This is an optimization exercise on Yosys and OpenROAD, whose aim is small area, not a production implementation.
In this exercise RTL edits were held to simulation tests only and were not proved equivalent to the original.

==> design/flow/design.v <==
module Inter_pred_LPE (clk,reset_n,pos_FracL,IsInterLuma,
	blk4x4_inter_calculate_counter,
	Inter_H_window_0_0,Inter_H_window_1_0,Inter_H_window_2_0,Inter_H_window_3_0,Inter_H_window_4_0,Inter_H_window_5_0,
	Inter_H_window_0_1,Inter_H_window_1_1,Inter_H_window_2_1,Inter_H_window_3_1,Inter_H_window_4_1,Inter_H_window_5_1,
	Inter_H_window_0_2,Inter_H_window_1_2,Inter_H_window_2_2,Inter_H_window_3_2,Inter_H_window_4_2,Inter_H_window_5_2,
	Inter_H_window_0_3,Inter_H_window_1_3,Inter_H_window_2_3,Inter_H_window_3_3,Inter_H_window_4_3,Inter_H_window_5_3,
	Inter_H_window_0_4,Inter_H_window_1_4,Inter_H_window_2_4,Inter_H_window_3_4,Inter_H_window_4_4,Inter_H_window_5_4,
	Inter_H_window_0_5,Inter_H_window_1_5,Inter_H_window_2_5,Inter_H_window_3_5,Inter_H_window_4_5,Inter_H_window_5_5,
	Inter_H_window_0_6,Inter_H_window_1_6,Inter_H_window_2_6,Inter_H_window_3_6,Inter_H_window_4_6,Inter_H_window_5_6,
	Inter_H_window_0_7,Inter_H_window_1_7,Inter_H_window_2_7,Inter_H_window_3_7,Inter_H_window_4_7,Inter_H_window_5_7,
	Inter_H_window_0_8,Inter_H_window_1_8,Inter_H_window_2_8,Inter_H_window_3_8,Inter_H_window_4_8,Inter_H_window_5_8,
	Inter_V_window_0,Inter_V_window_1,Inter_V_window_2,Inter_V_window_3,Inter_V_window_4,
	Inter_V_window_5,Inter_V_window_6,Inter_V_window_7,Inter_V_window_8,
	Inter_bi_window_0,Inter_bi_window_1,Inter_bi_window_2,Inter_bi_window_3,
	LPE0_out,LPE1_out,LPE2_out,LPE3_out
	);
	input clk,reset_n;
	input [3:0] pos_FracL;
	input IsInterLuma;
	input [3:0] blk4x4_inter_calculate_counter;
	input [7:0] Inter_H_window_0_0,Inter_H_window_1_0,Inter_H_window_2_0,Inter_H_window_3_0,Inter_H_window_4_0,Inter_H_window_5_0;
	input [7:0] Inter_H_window_0_1,Inter_H_window_1_1,Inter_H_window_2_1,Inter_H_window_3_1,Inter_H_window_4_1,Inter_H_window_5_1;
	input [7:0] Inter_H_window_0_2,Inter_H_window_1_2,Inter_H_window_2_2,Inter_H_window_3_2,Inter_H_window_4_2,Inter_H_window_5_2;
	input [7:0] Inter_H_window_0_3,Inter_H_window_1_3,Inter_H_window_2_3,Inter_H_window_3_3,Inter_H_window_4_3,Inter_H_window_5_3;
	input [7:0] Inter_H_window_0_4,Inter_H_window_1_4,Inter_H_window_2_4,Inter_H_window_3_4,Inter_H_window_4_4,Inter_H_window_5_4;
	input [7:0] Inter_H_window_0_5,Inter_H_window_1_5,Inter_H_window_2_5,Inter_H_window_3_5,Inter_H_window_4_5,Inter_H_window_5_5;
	input [7:0] Inter_H_window_0_6,Inter_H_window_1_6,Inter_H_window_2_6,Inter_H_window_3_6,Inter_H_window_4_6,Inter_H_window_5_6;
	input [7:0] Inter_H_window_0_7,Inter_H_window_1_7,Inter_H_window_2_7,Inter_H_window_3_7,Inter_H_window_4_7,Inter_H_window_5_7;
	input [7:0] Inter_H_window_0_8,Inter_H_window_1_8,Inter_H_window_2_8,Inter_H_window_3_8,Inter_H_window_4_8,Inter_H_window_5_8;
	input [7:0] Inter_V_window_0,Inter_V_window_1,Inter_V_window_2,Inter_V_window_3,Inter_V_window_4;
	input [7:0] Inter_V_window_5,Inter_V_window_6,Inter_V_window_7,Inter_V_window_8;
	input [7:0] Inter_bi_window_0,Inter_bi_window_1,Inter_bi_window_2,Inter_bi_window_3;
	output [7:0] LPE0_out,LPE1_out,LPE2_out,LPE3_out;
	reg [7:0] LPE0_out,LPE1_out,LPE2_out,LPE3_out;
	reg [14:0] b0_raw_reg,b1_raw_reg,b2_raw_reg,b3_raw_reg,b4_raw_reg,b5_raw_reg,b6_raw_reg,b7_raw_reg,b8_raw_reg;
	reg [7:0] b0_reg,b1_reg,b2_reg,b3_reg;
	reg [7:0] h0_reg,h1_reg,h2_reg,h3_reg;
	wire Is_V_jfqik;  
	wire [14:0] V_6tapfilter0_A,V_6tapfilter0_B,V_6tapfilter0_C,V_6tapfilter0_D,V_6tapfilter0_E,V_6tapfilter0_F;	
	wire [14:0] V_6tapfilter1_A,V_6tapfilter1_B,V_6tapfilter1_C,V_6tapfilter1_D,V_6tapfilter1_E,V_6tapfilter1_F;
	wire [14:0] V_6tapfilter2_A,V_6tapfilter2_B,V_6tapfilter2_C,V_6tapfilter2_D,V_6tapfilter2_E,V_6tapfilter2_F;
	wire [14:0] V_6tapfilter3_A,V_6tapfilter3_B,V_6tapfilter3_C,V_6tapfilter3_D,V_6tapfilter3_E,V_6tapfilter3_F;
	wire [7:0] V_6tapfilter0_round_out,V_6tapfilter1_round_out,V_6tapfilter2_round_out,V_6tapfilter3_round_out;
	filterV_6tap V_6tapfilter0 (
		.A(V_6tapfilter0_A),
		.B(V_6tapfilter0_B),
		.C(V_6tapfilter0_C),
		.D(V_6tapfilter0_D),
		.E(V_6tapfilter0_E),
		.F(V_6tapfilter0_F),
		.Is_jfqik(Is_V_jfqik),
		.round_out(V_6tapfilter0_round_out)
		);
	filterV_6tap V_6tapfilter1 (
		.A(V_6tapfilter1_A),
		.B(V_6tapfilter1_B),
		.C(V_6tapfilter1_C),
		.D(V_6tapfilter1_D),
		.E(V_6tapfilter1_E),
		.F(V_6tapfilter1_F),
		.Is_jfqik(Is_V_jfqik),
		.round_out(V_6tapfilter1_round_out)
		);
	filterV_6tap V_6tapfilter2 (
		.A(V_6tapfilter2_A),
		.B(V_6tapfilter2_B),
		.C(V_6tapfilter2_C),
		.D(V_6tapfilter2_D),
		.E(V_6tapfilter2_E),
		.F(V_6tapfilter2_F),
		.Is_jfqik(Is_V_jfqik),
		.round_out(V_6tapfilter2_round_out)
		);
	filterV_6tap V_6tapfilter3 (
		.A(V_6tapfilter3_A),
		.B(V_6tapfilter3_B),
		.C(V_6tapfilter3_C),
		.D(V_6tapfilter3_D),
		.E(V_6tapfilter3_E),
		.F(V_6tapfilter3_F),
		.Is_jfqik(Is_V_jfqik),
		.round_out(V_6tapfilter3_round_out)
		);
	assign Is_V_jfqik = (
	(pos_FracL == 4'b1010 && (
			blk4x4_inter_calculate_counter == 4'd4 || blk4x4_inter_calculate_counter == 4'd3 ||
			blk4x4_inter_calculate_counter == 4'd2 || blk4x4_inter_calculate_counter == 4'd1)) 	||
	((pos_FracL == 4'b1001 || pos_FracL == 4'b1011) && (	
			blk4x4_inter_calculate_counter == 4'd4 || blk4x4_inter_calculate_counter == 4'd3 ||
			blk4x4_inter_calculate_counter == 4'd2 || blk4x4_inter_calculate_counter == 4'd1))	||
	((pos_FracL == 4'b0110 || pos_FracL == 4'b1110) && (	
			blk4x4_inter_calculate_counter == 4'd7 || blk4x4_inter_calculate_counter == 4'd5 ||
			blk4x4_inter_calculate_counter == 4'd3 || blk4x4_inter_calculate_counter == 4'd1)))? 1'b1:1'b0;	
	assign V_6tapfilter0_A = (Is_V_jfqik)? b0_raw_reg:{7'b0,Inter_V_window_0};
	assign V_6tapfilter0_B = (Is_V_jfqik)? b1_raw_reg:{7'b0,Inter_V_window_1};
	assign V_6tapfilter0_C = (Is_V_jfqik)? b2_raw_reg:{7'b0,Inter_V_window_2};
	assign V_6tapfilter0_D = (Is_V_jfqik)? b3_raw_reg:{7'b0,Inter_V_window_3};
	assign V_6tapfilter0_E = (Is_V_jfqik)? b4_raw_reg:{7'b0,Inter_V_window_4};
	assign V_6tapfilter0_F = (Is_V_jfqik)? b5_raw_reg:{7'b0,Inter_V_window_5};
	assign V_6tapfilter1_A = (Is_V_jfqik)? b1_raw_reg:{7'b0,Inter_V_window_1};
	assign V_6tapfilter1_B = (Is_V_jfqik)? b2_raw_reg:{7'b0,Inter_V_window_2};
	assign V_6tapfilter1_C = (Is_V_jfqik)? b3_raw_reg:{7'b0,Inter_V_window_3};
	assign V_6tapfilter1_D = (Is_V_jfqik)? b4_raw_reg:{7'b0,Inter_V_window_4};
	assign V_6tapfilter1_E = (Is_V_jfqik)? b5_raw_reg:{7'b0,Inter_V_window_5};
	assign V_6tapfilter1_F = (Is_V_jfqik)? b6_raw_reg:{7'b0,Inter_V_window_6};
	assign V_6tapfilter2_A = (Is_V_jfqik)? b2_raw_reg:{7'b0,Inter_V_window_2};
	assign V_6tapfilter2_B = (Is_V_jfqik)? b3_raw_reg:{7'b0,Inter_V_window_3};
	assign V_6tapfilter2_C = (Is_V_jfqik)? b4_raw_reg:{7'b0,Inter_V_window_4};
	assign V_6tapfilter2_D = (Is_V_jfqik)? b5_raw_reg:{7'b0,Inter_V_window_5};
	assign V_6tapfilter2_E = (Is_V_jfqik)? b6_raw_reg:{7'b0,Inter_V_window_6};
	assign V_6tapfilter2_F = (Is_V_jfqik)? b7_raw_reg:{7'b0,Inter_V_window_7};
	assign V_6tapfilter3_A = (Is_V_jfqik)? b3_raw_reg:{7'b0,Inter_V_window_3};
	assign V_6tapfilter3_B = (Is_V_jfqik)? b4_raw_reg:{7'b0,Inter_V_window_4};
	assign V_6tapfilter3_C = (Is_V_jfqik)? b5_raw_reg:{7'b0,Inter_V_window_5};
	assign V_6tapfilter3_D = (Is_V_jfqik)? b6_raw_reg:{7'b0,Inter_V_window_6};
	assign V_6tapfilter3_E = (Is_V_jfqik)? b7_raw_reg:{7'b0,Inter_V_window_7};
	assign V_6tapfilter3_F = (Is_V_jfqik)? b8_raw_reg:{7'b0,Inter_V_window_8};
	wire H_need_round;
	wire [14:0] H_6tapfilter0_raw_out;
	wire [14:0] H_6tapfilter1_raw_out;
	wire [14:0] H_6tapfilter2_raw_out;
	wire [14:0] H_6tapfilter3_raw_out;
	wire [14:0] H_6tapfilter4_raw_out;
	wire [14:0] H_6tapfilter5_raw_out;
	wire [14:0] H_6tapfilter6_raw_out;
	wire [14:0] H_6tapfilter7_raw_out;
	wire [14:0] H_6tapfilter8_raw_out;
	wire [7:0]  H_6tapfilter0_round_out;
	wire [7:0]  H_6tapfilter1_round_out;
	wire [7:0]  H_6tapfilter2_round_out;
	wire [7:0]  H_6tapfilter3_round_out;
	wire [7:0]  H_6tapfilter4_round_out;
	wire [7:0]  H_6tapfilter5_round_out;
	wire [7:0]  H_6tapfilter6_round_out;
	wire [7:0]  H_6tapfilter7_round_out;
	wire [7:0]  H_6tapfilter8_round_out;
	assign H_need_round = (blk4x4_inter_calculate_counter != 0 && pos_FracL != 4'b0000 && pos_FracL != 4'b0110 
	&& pos_FracL != 4'b1010 && pos_FracL != 4'b1110 && pos_FracL != 4'b0001 && pos_FracL != 4'b0011); 
	filterH_6tap H_6tapfilter0 (
		.A(Inter_H_window_0_0),
		.B(Inter_H_window_1_0),
		.C(Inter_H_window_2_0),
		.D(Inter_H_window_3_0),
		.E(Inter_H_window_4_0),
		.F(Inter_H_window_5_0),
		.H_need_round(1'b0),
		.raw_out(H_6tapfilter0_raw_out),
		.round_out(H_6tapfilter0_round_out)
		);
	filterH_6tap H_6tapfilter1 (
		.A(Inter_H_window_0_1),
		.B(Inter_H_window_1_1),
		.C(Inter_H_window_2_1),
		.D(Inter_H_window_3_1),
		.E(Inter_H_window_4_1),
		.F(Inter_H_window_5_1),
		.H_need_round(1'b0),
		.raw_out(H_6tapfilter1_raw_out),
		.round_out(H_6tapfilter1_round_out)
		);
	filterH_6tap H_6tapfilter2 (
		.A(Inter_H_window_0_2),
		.B(Inter_H_window_1_2),
		.C(Inter_H_window_2_2),
		.D(Inter_H_window_3_2),
		.E(Inter_H_window_4_2),
		.F(Inter_H_window_5_2),
		.H_need_round(H_need_round),
		.raw_out(H_6tapfilter2_raw_out),
		.round_out(H_6tapfilter2_round_out)
		);
	filterH_6tap H_6tapfilter3 (
		.A(Inter_H_window_0_3),
		.B(Inter_H_window_1_3),
		.C(Inter_H_window_2_3),
		.D(Inter_H_window_3_3),
		.E(Inter_H_window_4_3),
		.F(Inter_H_window_5_3),
		.H_need_round(H_need_round),
		.raw_out(H_6tapfilter3_raw_out),
		.round_out(H_6tapfilter3_round_out)
		);
	filterH_6tap H_6tapfilter4 (
		.A(Inter_H_window_0_4),
		.B(Inter_H_window_1_4),
		.C(Inter_H_window_2_4),
		.D(Inter_H_window_3_4),
		.E(Inter_H_window_4_4),
		.F(Inter_H_window_5_4),
		.H_need_round(H_need_round),
		.raw_out(H_6tapfilter4_raw_out),
		.round_out(H_6tapfilter4_round_out)
		);
	filterH_6tap H_6tapfilter5 (
		.A(Inter_H_window_0_5),
		.B(Inter_H_window_1_5),
		.C(Inter_H_window_2_5),
		.D(Inter_H_window_3_5),
		.E(Inter_H_window_4_5),
		.F(Inter_H_window_5_5),
		.H_need_round(H_need_round),
		.raw_out(H_6tapfilter5_raw_out),
		.round_out(H_6tapfilter5_round_out)
		);
	filterH_6tap H_6tapfilter6 (
		.A(Inter_H_window_0_6),
		.B(Inter_H_window_1_6),
		.C(Inter_H_window_2_6),
		.D(Inter_H_window_3_6),
		.E(Inter_H_window_4_6),
		.F(Inter_H_window_5_6),
		.H_need_round(H_need_round),
		.raw_out(H_6tapfilter6_raw_out),
		.round_out(H_6tapfilter6_round_out)
		);
	filterH_6tap H_6tapfilter7 (
		.A(Inter_H_window_0_7),
		.B(Inter_H_window_1_7),
		.C(Inter_H_window_2_7),
		.D(Inter_H_window_3_7),
		.E(Inter_H_window_4_7),
		.F(Inter_H_window_5_7),
		.H_need_round(1'b0),
		.raw_out(H_6tapfilter7_raw_out),
		.round_out(H_6tapfilter7_round_out)
		);
	filterH_6tap H_6tapfilter8 (
		.A(Inter_H_window_0_8),
		.B(Inter_H_window_1_8),
		.C(Inter_H_window_2_8),
		.D(Inter_H_window_3_8),
		.E(Inter_H_window_4_8),
		.F(Inter_H_window_5_8),
		.H_need_round(1'b0),
		.raw_out(H_6tapfilter8_raw_out),
		.round_out(H_6tapfilter8_round_out)
		);
	reg [7:0] bilinear0_A,bilinear0_B;
	reg [7:0] bilinear1_A,bilinear1_B;
	reg [7:0] bilinear2_A,bilinear2_B;
	reg [7:0] bilinear3_A,bilinear3_B;
	wire [7:0] bilinear0_out;
	wire [7:0] bilinear1_out;
	wire [7:0] bilinear2_out; 
	wire [7:0] bilinear3_out;
	bilinear bilinear0 (
		.A(bilinear0_A),
		.B(bilinear0_B),
		.bilinear_out(bilinear0_out)
		);
	bilinear bilinear1 (
		.A(bilinear1_A),
		.B(bilinear1_B),
		.bilinear_out(bilinear1_out)
		);
	bilinear bilinear2 (
		.A(bilinear2_A),
		.B(bilinear2_B),
		.bilinear_out(bilinear2_out)
		);
	bilinear bilinear3 (
		.A(bilinear3_A),
		.B(bilinear3_B),
		.bilinear_out(bilinear3_out)
		);
	always @ (IsInterLuma or pos_FracL or blk4x4_inter_calculate_counter
		or Inter_bi_window_0 or Inter_bi_window_1 or Inter_bi_window_2 or Inter_bi_window_3
		or H_6tapfilter2_round_out or H_6tapfilter3_round_out or H_6tapfilter4_round_out or H_6tapfilter5_round_out
		or V_6tapfilter0_round_out or V_6tapfilter1_round_out or V_6tapfilter2_round_out or V_6tapfilter3_round_out
		or b0_reg or b1_reg or b2_reg or b3_reg or h0_reg or h1_reg or h2_reg or h3_reg)
		if (IsInterLuma)
			case ({pos_FracL})
				4'b0100,4'b1100:
				if (blk4x4_inter_calculate_counter != 4'd0)
					begin 
						bilinear0_A <= Inter_bi_window_0; bilinear0_B <= H_6tapfilter2_round_out;
						bilinear1_A <= Inter_bi_window_1; bilinear1_B <= H_6tapfilter3_round_out;
						bilinear2_A <= Inter_bi_window_2; bilinear2_B <= H_6tapfilter4_round_out;
						bilinear3_A <= Inter_bi_window_3; bilinear3_B <= H_6tapfilter5_round_out;
					end
				else 
					begin 
						bilinear0_A <= 0; bilinear0_B <= 0; bilinear1_A <= 0; bilinear1_B <= 0;
						bilinear2_A <= 0; bilinear2_B <= 0; bilinear3_A <= 0; bilinear3_B <= 0;
					end
				4'b0001,4'b0011:
				if (blk4x4_inter_calculate_counter != 4'd0)
					begin 
						bilinear0_A <= Inter_bi_window_0; bilinear0_B <= V_6tapfilter0_round_out;
						bilinear1_A <= Inter_bi_window_1; bilinear1_B <= V_6tapfilter1_round_out;
						bilinear2_A <= Inter_bi_window_2; bilinear2_B <= V_6tapfilter2_round_out;
						bilinear3_A <= Inter_bi_window_3; bilinear3_B <= V_6tapfilter3_round_out;
					end
				else 
					begin 
						bilinear0_A <= 0; bilinear0_B <= 0; bilinear1_A <= 0; bilinear1_B <= 0;
						bilinear2_A <= 0; bilinear2_B <= 0; bilinear3_A <= 0; bilinear3_B <= 0;
					end
				4'b0101,4'b1101,4'b0111,4'b1111:
				if (blk4x4_inter_calculate_counter != 4'd0)
					begin 
						bilinear0_A <= H_6tapfilter2_round_out;	bilinear0_B <= V_6tapfilter0_round_out;
						bilinear1_A <= H_6tapfilter3_round_out;	bilinear1_B <= V_6tapfilter1_round_out;
						bilinear2_A <= H_6tapfilter4_round_out;	bilinear2_B <= V_6tapfilter2_round_out;
						bilinear3_A <= H_6tapfilter5_round_out;	bilinear3_B <= V_6tapfilter3_round_out;
					end
				else
					begin 
						bilinear0_A <= 0; bilinear0_B <= 0; bilinear1_A <= 0; bilinear1_B <= 0;
						bilinear2_A <= 0; bilinear2_B <= 0; bilinear3_A <= 0; bilinear3_B <= 0;
					end
				4'b0110,4'b1110:
				if (blk4x4_inter_calculate_counter == 4'd7 || blk4x4_inter_calculate_counter == 4'd5 ||
					blk4x4_inter_calculate_counter == 4'd3 || blk4x4_inter_calculate_counter == 4'd1)
					begin 
						bilinear0_A <= h0_reg; 	bilinear0_B <= V_6tapfilter0_round_out;
						bilinear1_A <= h1_reg; 	bilinear1_B <= V_6tapfilter1_round_out;
						bilinear2_A <= h2_reg; 	bilinear2_B <= V_6tapfilter2_round_out;
						bilinear3_A <= h3_reg; 	bilinear3_B <= V_6tapfilter3_round_out;
					end
				else 
					begin 
						bilinear0_A <= 0; bilinear0_B <= 0; bilinear1_A <= 0; bilinear1_B <= 0;
						bilinear2_A <= 0; bilinear2_B <= 0; bilinear3_A <= 0; bilinear3_B <= 0;
					end
				4'b1001,4'b1011:
				if (blk4x4_inter_calculate_counter != 4'd5 && blk4x4_inter_calculate_counter != 4'd0)
					begin 
						bilinear0_A <= b0_reg;	bilinear0_B <= V_6tapfilter0_round_out;
						bilinear1_A <= b1_reg;	bilinear1_B <= V_6tapfilter1_round_out;
						bilinear2_A <= b2_reg;	bilinear2_B <= V_6tapfilter2_round_out;
						bilinear3_A <= b3_reg;	bilinear3_B <= V_6tapfilter3_round_out;
					end
				else
					begin 
						bilinear0_A <= 0; bilinear0_B <= 0; bilinear1_A <= 0; bilinear1_B <= 0;
						bilinear2_A <= 0; bilinear2_B <= 0; bilinear3_A <= 0; bilinear3_B <= 0;
					end
				default:
					begin 
						bilinear0_A <= 0; bilinear0_B <= 0; bilinear1_A <= 0; bilinear1_B <= 0;
						bilinear2_A <= 0; bilinear2_B <= 0; bilinear3_A <= 0; bilinear3_B <= 0;
					end
			endcase
		else
			begin 
				bilinear0_A <= 0; bilinear0_B <= 0; bilinear1_A <= 0; bilinear1_B <= 0;
				bilinear2_A <= 0; bilinear2_B <= 0; bilinear3_A <= 0; bilinear3_B <= 0;
			end
	wire b_raw_reg_ena;
	assign b_raw_reg_ena = (IsInterLuma && 
	((pos_FracL == 4'b1010 && blk4x4_inter_calculate_counter != 4'd1 && blk4x4_inter_calculate_counter != 4'd0) ||
	((pos_FracL == 4'b1001 || pos_FracL == 4'b1011) && (blk4x4_inter_calculate_counter == 4'd5 || 
												    blk4x4_inter_calculate_counter == 4'd4 ||
												    blk4x4_inter_calculate_counter == 4'd3 ||
												    blk4x4_inter_calculate_counter == 4'd2))	||
	((pos_FracL == 4'b0110 || pos_FracL == 4'b1110) && (blk4x4_inter_calculate_counter == 4'd8 || 
													blk4x4_inter_calculate_counter == 4'd6 ||
													blk4x4_inter_calculate_counter == 4'd4 ||
													blk4x4_inter_calculate_counter == 4'd2))));
	always @ (posedge clk)
		if (reset_n == 1'b0)
			begin
				b0_raw_reg <= 0; b1_raw_reg <= 0; b2_raw_reg <= 0; b3_raw_reg <= 0; b4_raw_reg <= 0;
				b5_raw_reg <= 0; b6_raw_reg <= 0; b7_raw_reg <= 0; b8_raw_reg <= 0; 
			end
		else if (b_raw_reg_ena)
			begin
				b0_raw_reg <= H_6tapfilter0_raw_out;b1_raw_reg <= H_6tapfilter1_raw_out;b2_raw_reg <= H_6tapfilter2_raw_out;
				b3_raw_reg <= H_6tapfilter3_raw_out;b4_raw_reg <= H_6tapfilter4_raw_out;b5_raw_reg <= H_6tapfilter5_raw_out;
				b6_raw_reg <= H_6tapfilter6_raw_out;b7_raw_reg <= H_6tapfilter7_raw_out;b8_raw_reg <= H_6tapfilter8_raw_out;
			end
	wire b_reg_ena;
	assign b_reg_ena = (IsInterLuma && ((pos_FracL == 4'b1001 || pos_FracL == 4'b1011) && (blk4x4_inter_calculate_counter == 4'd5 ||
	blk4x4_inter_calculate_counter == 4'd4 || blk4x4_inter_calculate_counter == 4'd3 || blk4x4_inter_calculate_counter == 4'd2)));
	always @ (posedge clk)
		if (reset_n == 1'b0)
			begin
				b0_reg <= 0; b1_reg <= 0; b2_reg <= 0; b3_reg <= 0;
			end
		else if (b_reg_ena)	
			begin
				if (pos_FracL == 4'b1011)
					begin
						b0_reg <= H_6tapfilter3_round_out; b1_reg <= H_6tapfilter4_round_out;
						b2_reg <= H_6tapfilter5_round_out; b3_reg <= H_6tapfilter6_round_out;
					end
				else	
					begin
						b0_reg <= H_6tapfilter2_round_out; b1_reg <= H_6tapfilter3_round_out;
						b2_reg <= H_6tapfilter4_round_out; b3_reg <= H_6tapfilter5_round_out;
					end
			end
	wire h_reg_ena;
	assign h_reg_ena = (IsInterLuma && ((pos_FracL == 4'b0110 || pos_FracL == 4'b1110) && (blk4x4_inter_calculate_counter == 4'd8 ||
	blk4x4_inter_calculate_counter == 4'd6 || blk4x4_inter_calculate_counter == 4'd4 || blk4x4_inter_calculate_counter == 4'd2)));
	always @ (posedge clk)
		if (reset_n == 1'b0)
			begin
				h0_reg <= 0; h1_reg <= 0; h2_reg <= 0; h3_reg <= 0;
			end
		else if (h_reg_ena)
			begin
				h0_reg <= V_6tapfilter0_round_out; h1_reg <= V_6tapfilter1_round_out;
				h2_reg <= V_6tapfilter2_round_out; h3_reg <= V_6tapfilter3_round_out;
			end
	always @ (IsInterLuma or pos_FracL or blk4x4_inter_calculate_counter  
		or V_6tapfilter0_round_out or V_6tapfilter1_round_out or V_6tapfilter2_round_out or V_6tapfilter3_round_out
		or H_6tapfilter2_round_out or H_6tapfilter3_round_out or H_6tapfilter4_round_out or H_6tapfilter5_round_out
		or bilinear0_out or bilinear1_out or bilinear2_out or bilinear3_out)
		if (IsInterLuma)
			case (pos_FracL)
				4'b1000:
				if (blk4x4_inter_calculate_counter != 0)
					begin
						LPE0_out <= H_6tapfilter2_round_out; LPE1_out <= H_6tapfilter3_round_out;
						LPE2_out <= H_6tapfilter4_round_out; LPE3_out <= H_6tapfilter5_round_out;	
					end
				else
					begin LPE0_out <= 0; LPE1_out <= 0;LPE2_out <= 0; LPE3_out <= 0;end
				4'b0010:
				if (blk4x4_inter_calculate_counter != 0)
					begin
						LPE0_out <= V_6tapfilter0_round_out; LPE1_out <= V_6tapfilter1_round_out;
						LPE2_out <= V_6tapfilter2_round_out; LPE3_out <= V_6tapfilter3_round_out;	
					end
				else
					begin LPE0_out <= 0; LPE1_out <= 0;LPE2_out <= 0; LPE3_out <= 0;end
				4'b1010:
				if (blk4x4_inter_calculate_counter != 4'd5 && blk4x4_inter_calculate_counter != 0)
					begin
						LPE0_out <= V_6tapfilter0_round_out; LPE1_out <= V_6tapfilter1_round_out;
						LPE2_out <= V_6tapfilter2_round_out; LPE3_out <= V_6tapfilter3_round_out;	
					end
				else
					begin LPE0_out <= 0; LPE1_out <= 0;LPE2_out <= 0; LPE3_out <= 0;end	
				4'b0100,4'b1100,4'b0001,4'b0101,4'b1101,4'b0011,4'b0111,4'b1111,4'b1001,4'b1011:
				if (blk4x4_inter_calculate_counter == 4'd4 || blk4x4_inter_calculate_counter == 4'd3 ||
					blk4x4_inter_calculate_counter == 4'd2 || blk4x4_inter_calculate_counter == 4'd1)
					begin
						LPE0_out <= bilinear0_out; LPE1_out <= bilinear1_out;
						LPE2_out <= bilinear2_out; LPE3_out <= bilinear3_out;	
					end
				else
					begin LPE0_out <= 0; LPE1_out <= 0;LPE2_out <= 0; LPE3_out <= 0;end
				4'b0110,4'b1110:
				if (blk4x4_inter_calculate_counter == 4'd7 || blk4x4_inter_calculate_counter == 4'd5 ||
					blk4x4_inter_calculate_counter == 4'd3 || blk4x4_inter_calculate_counter == 4'd1)
					begin
						LPE0_out <= bilinear0_out; LPE1_out <= bilinear1_out;
						LPE2_out <= bilinear2_out; LPE3_out <= bilinear3_out;	
					end
				else
					begin LPE0_out <= 0; LPE1_out <= 0;LPE2_out <= 0; LPE3_out <= 0;end
				default:
					begin LPE0_out <= 0; LPE1_out <= 0;LPE2_out <= 0; LPE3_out <= 0;end
			endcase
		else 
			begin LPE0_out <= 0; LPE1_out <= 0;LPE2_out <= 0; LPE3_out <= 0;end
endmodule
module filterH_6tap(A,B,C,D,E,F,H_need_round,raw_out,round_out);
	input [7:0] A,B,C,D,E,F;
	input H_need_round;
	output [14:0] raw_out; 	 
	output [7:0]  round_out;
	wire [8:0] sum_AF;
	wire [8:0] sum_BE;
	wire [8:0] sum_CD;
	wire [10:0] sum_4CD;
	wire [11:0] sum_1;
	wire [12:0] sum_2;
	wire [13:0] sum_3;
	wire [14:0] sum_round;
	wire [9:0] round_tmp;
	assign sum_AF = A + F;
	assign sum_BE = B + E;
	assign sum_CD = C + D;
	assign sum_4CD = {sum_CD,2'b0};
	assign sum_1 = {1'b0,sum_4CD} + {3'b111,~sum_BE} + 1;
	assign sum_2 = {4'b0,sum_AF} + {sum_1[11],sum_1};
	assign sum_3 = {sum_1,2'b0};
	assign raw_out = {{2{sum_2[12]}},sum_2} + {sum_3[13],sum_3};
	assign sum_round = (H_need_round)? (raw_out + 16):0;
	assign round_tmp = (H_need_round)? sum_round[14:5]:0;
	assign round_out = (round_tmp[9])? 8'd0:((round_tmp[8])? 8'd255:round_tmp[7:0]);
endmodule
module filterV_6tap(A,B,C,D,E,F,Is_jfqik,round_out);
	input [14:0] A,B,C,D,E,F;
	input Is_jfqik;
	output [7:0] round_out;
	wire [15:0] sum_AF;
	wire [15:0] sum_BE;
	wire [15:0] sum_CD;
	wire [17:0] sum_4CD;
	wire [17:0] sum_1;
	wire [17:0] sum_2;
	wire [19:0] sum_3;
	wire [19:0] raw_out;
	wire [19:0] sum_round;
	wire [9:0] round_tmp;
	assign sum_AF = {A[14],A} + {F[14],F};
	assign sum_BE = {B[14],B} + {E[14],E};
	assign sum_CD = {C[14],C} + {D[14],D};
	assign sum_4CD = {sum_CD,2'b0};
	assign sum_1 = sum_4CD + {~sum_BE[15],~sum_BE[15],~sum_BE} + 1;
	assign sum_2 = {{2{sum_AF[15]}},sum_AF} + sum_1;
	assign sum_3 = {sum_1,2'b0};
	assign raw_out = {{2{sum_2[17]}},sum_2} + sum_3;
	assign sum_round = (Is_jfqik)? (raw_out + 512):(raw_out + 16);
	assign round_tmp = (Is_jfqik)? sum_round[19:10]:sum_round[14:5];
	assign round_out = (round_tmp[9])? 8'd0:((round_tmp[8])? 8'd255:round_tmp[7:0]);
endmodule
module bilinear (A,B,bilinear_out);
	input [7:0] A,B;
	output [7:0] bilinear_out;
	wire [8:0] sum_AB;
	assign sum_AB = A + B + 1;  
	assign bilinear_out = sum_AB[8:1];
endmodule
==> design/flow/run.sh <==
#!/bin/bash
# synth_recipe.tcl (not shown) runs the flow's synth.tcl, then flattens the netlist and writes it again
# the make line also repeats each setting of config.mk as NAME=value (left out here)
make -C /OpenROAD-flow-scripts/flow DESIGN_CONFIG=/design/flow/config.mk WORK_HOME=/design/flow/orfs CLKGATE_MAP_FILE= SYNTH_SCRIPT=/design/flow/synth_recipe.tcl finish
==> design/flow/config.mk <==
export PLATFORM = sky130hd
export DESIGN_NAME = Inter_pred_LPE
export DESIGN_NICKNAME = Inter_pred_LPE
export VERILOG_FILES = /design/flow/design.v
export SDC_FILE = /design/flow/constraint.sdc
export NUM_CORES = 4
export LEC_CHECK = 0
export ABC_AREA = 1
export CAP_MARGIN = 20
export CORE_MARGIN = 2
export CORE_UTILIZATION = 40
export SLEW_MARGIN = 20
==> design/flow/constraint.sdc <==
create_clock -name core_clock -period 20.0 [get_ports {clk}]
set_input_delay 4.0000 -clock core_clock [delete_from_list [all_inputs] [get_ports {clk}]]
set_output_delay 4.0000 -clock core_clock [all_outputs]
set_load 0.01 [all_outputs]
==> results.tsv <==
metric	value	unit
critical path's largest stage delay	550	ps
largest family of logic cells by synthesized area	adder cells	
Place WS	636	ps
Crit. End Element	primary output	
Met1 Wirelength	89300	µm
placed cell count	9657	
synth cell count leaders	1558 x nand2_1, 1198 x inv_1, 813 x ha_1	
number of diodes	9	
Synth Area in Adders	25.2	%
Critical R2R Launch	b4_raw_reg[1]	
die area	0.124	mm²
Buffers, non-clock	642	
most frequent cell after synthesis	nand2_1	
ratio of cells with drive above 1 in the final layout	4.06	%
DP Wirelength	176000	µm
run status	finished clean	
Longest Clk Path Bufs	2	
number of global-route vias before repair	49900	
Worst-path clk slew	80	ps
met2 Track Usage GR	51.5	%
routed length on met2	89200	µm
GRT Util Overall	31.5	%
first-pass GRT wire length	299000	µm
CORE AREA	0.120	mm²
crit path to	LPE0_out[7]	
DP Area	0.0561	mm²
FFs & Latches	199	
initial cell density of the core	40.3	%
initial antenna violation count	17	
hold-critical path depth	2	
Num Clock Sinks	199	
==> images/gates.png <==
Scale: 1.5 px per µm.
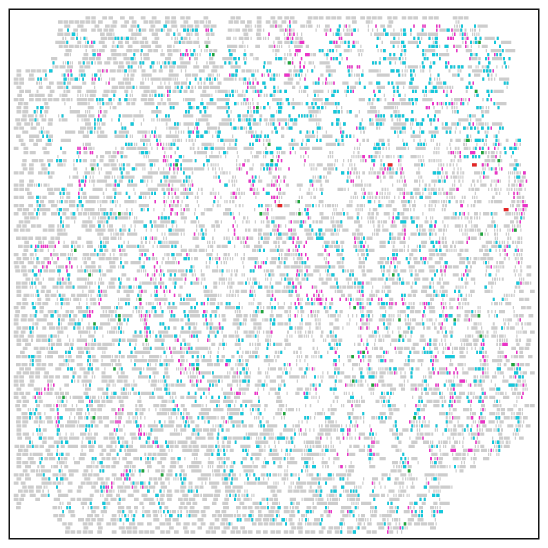
family	colour	cells	most used
aoi and oai cells	cyan	1538	a21oi_1
mux cells	red	4	mux2i_1
and/or cells	green	49	or2_2
nor cells	magenta	623	nor2_1
final std cells w/o fill: 9702
multi-input logic portion of the cell area: 69.2%

==> images/closeup.png <==
Window x 252 to 277, y 76 to 101 µm. Cells in grey, sequential cells in the stronger grey; small squares are vias.
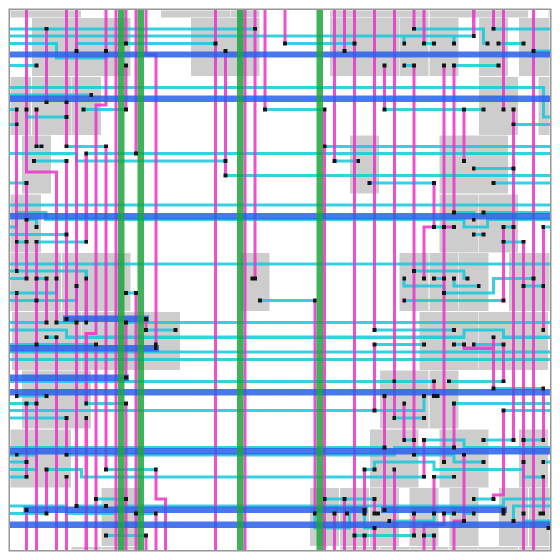
layer	colour
M2	magenta
M3	blue
M4	green
M1	cyan
sequential cells in the window	0
most frequent	inv_1 (9), nand2_1 (6), xnor2_1 (5)
cells with their middle in the window	42

==> images/chip.png <==
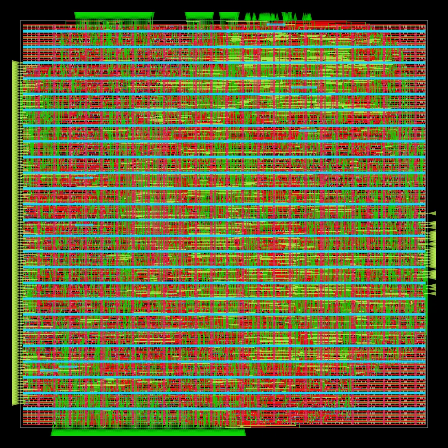
Die X: 352 µm
Ports: 579

==> images/sizing.png <==
Scale: 1.5 px per µm.
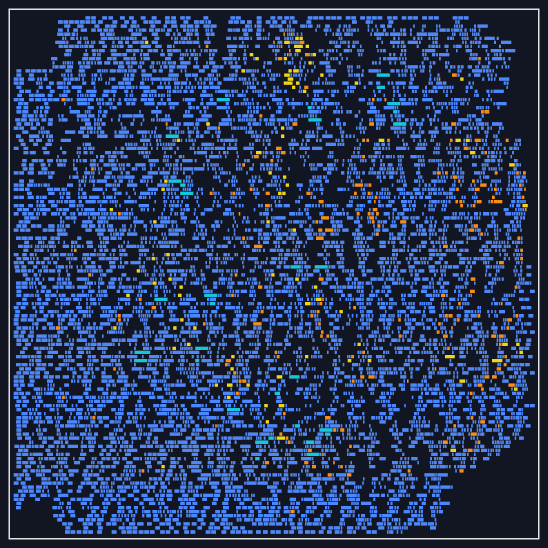
size	colour	cells	share	most used
x3 and x4	yellow	90	1.1%	buf_4
x6 and larger	cyan	32	0.40%	clkbuf_16
x2	orange	206	2.5%	nand2_2
x1 and smaller	blue	7753	96%	nand2_1

static timing again, ports no longer ideal:
The flow's constraints put no driver on any port. The routed layout listed below was extracted and timed again, unchanged, in two steps. Step 1 assumes that a clkbuf_16 drives the clock port and a buf_2 every other input. Step 2 times the ports against the registers' clock, not the clock port: input delays grow and output delays shrink by t, the midpoint of the rising clock arrivals with the driver on. Slacks: no drivers / after step 1 / after step 2; pairs: no drivers / after step 1.
t (ns): 0.587
slack for setup (ns): 0.858 / 0.836 / 0.836
cell pins on the clock port's net: 1
After both steps setup and hold are still met in this run. For this run, drivers alone change the setup slack by -0.022 ns; drivers and shift together by -0.022 ns.
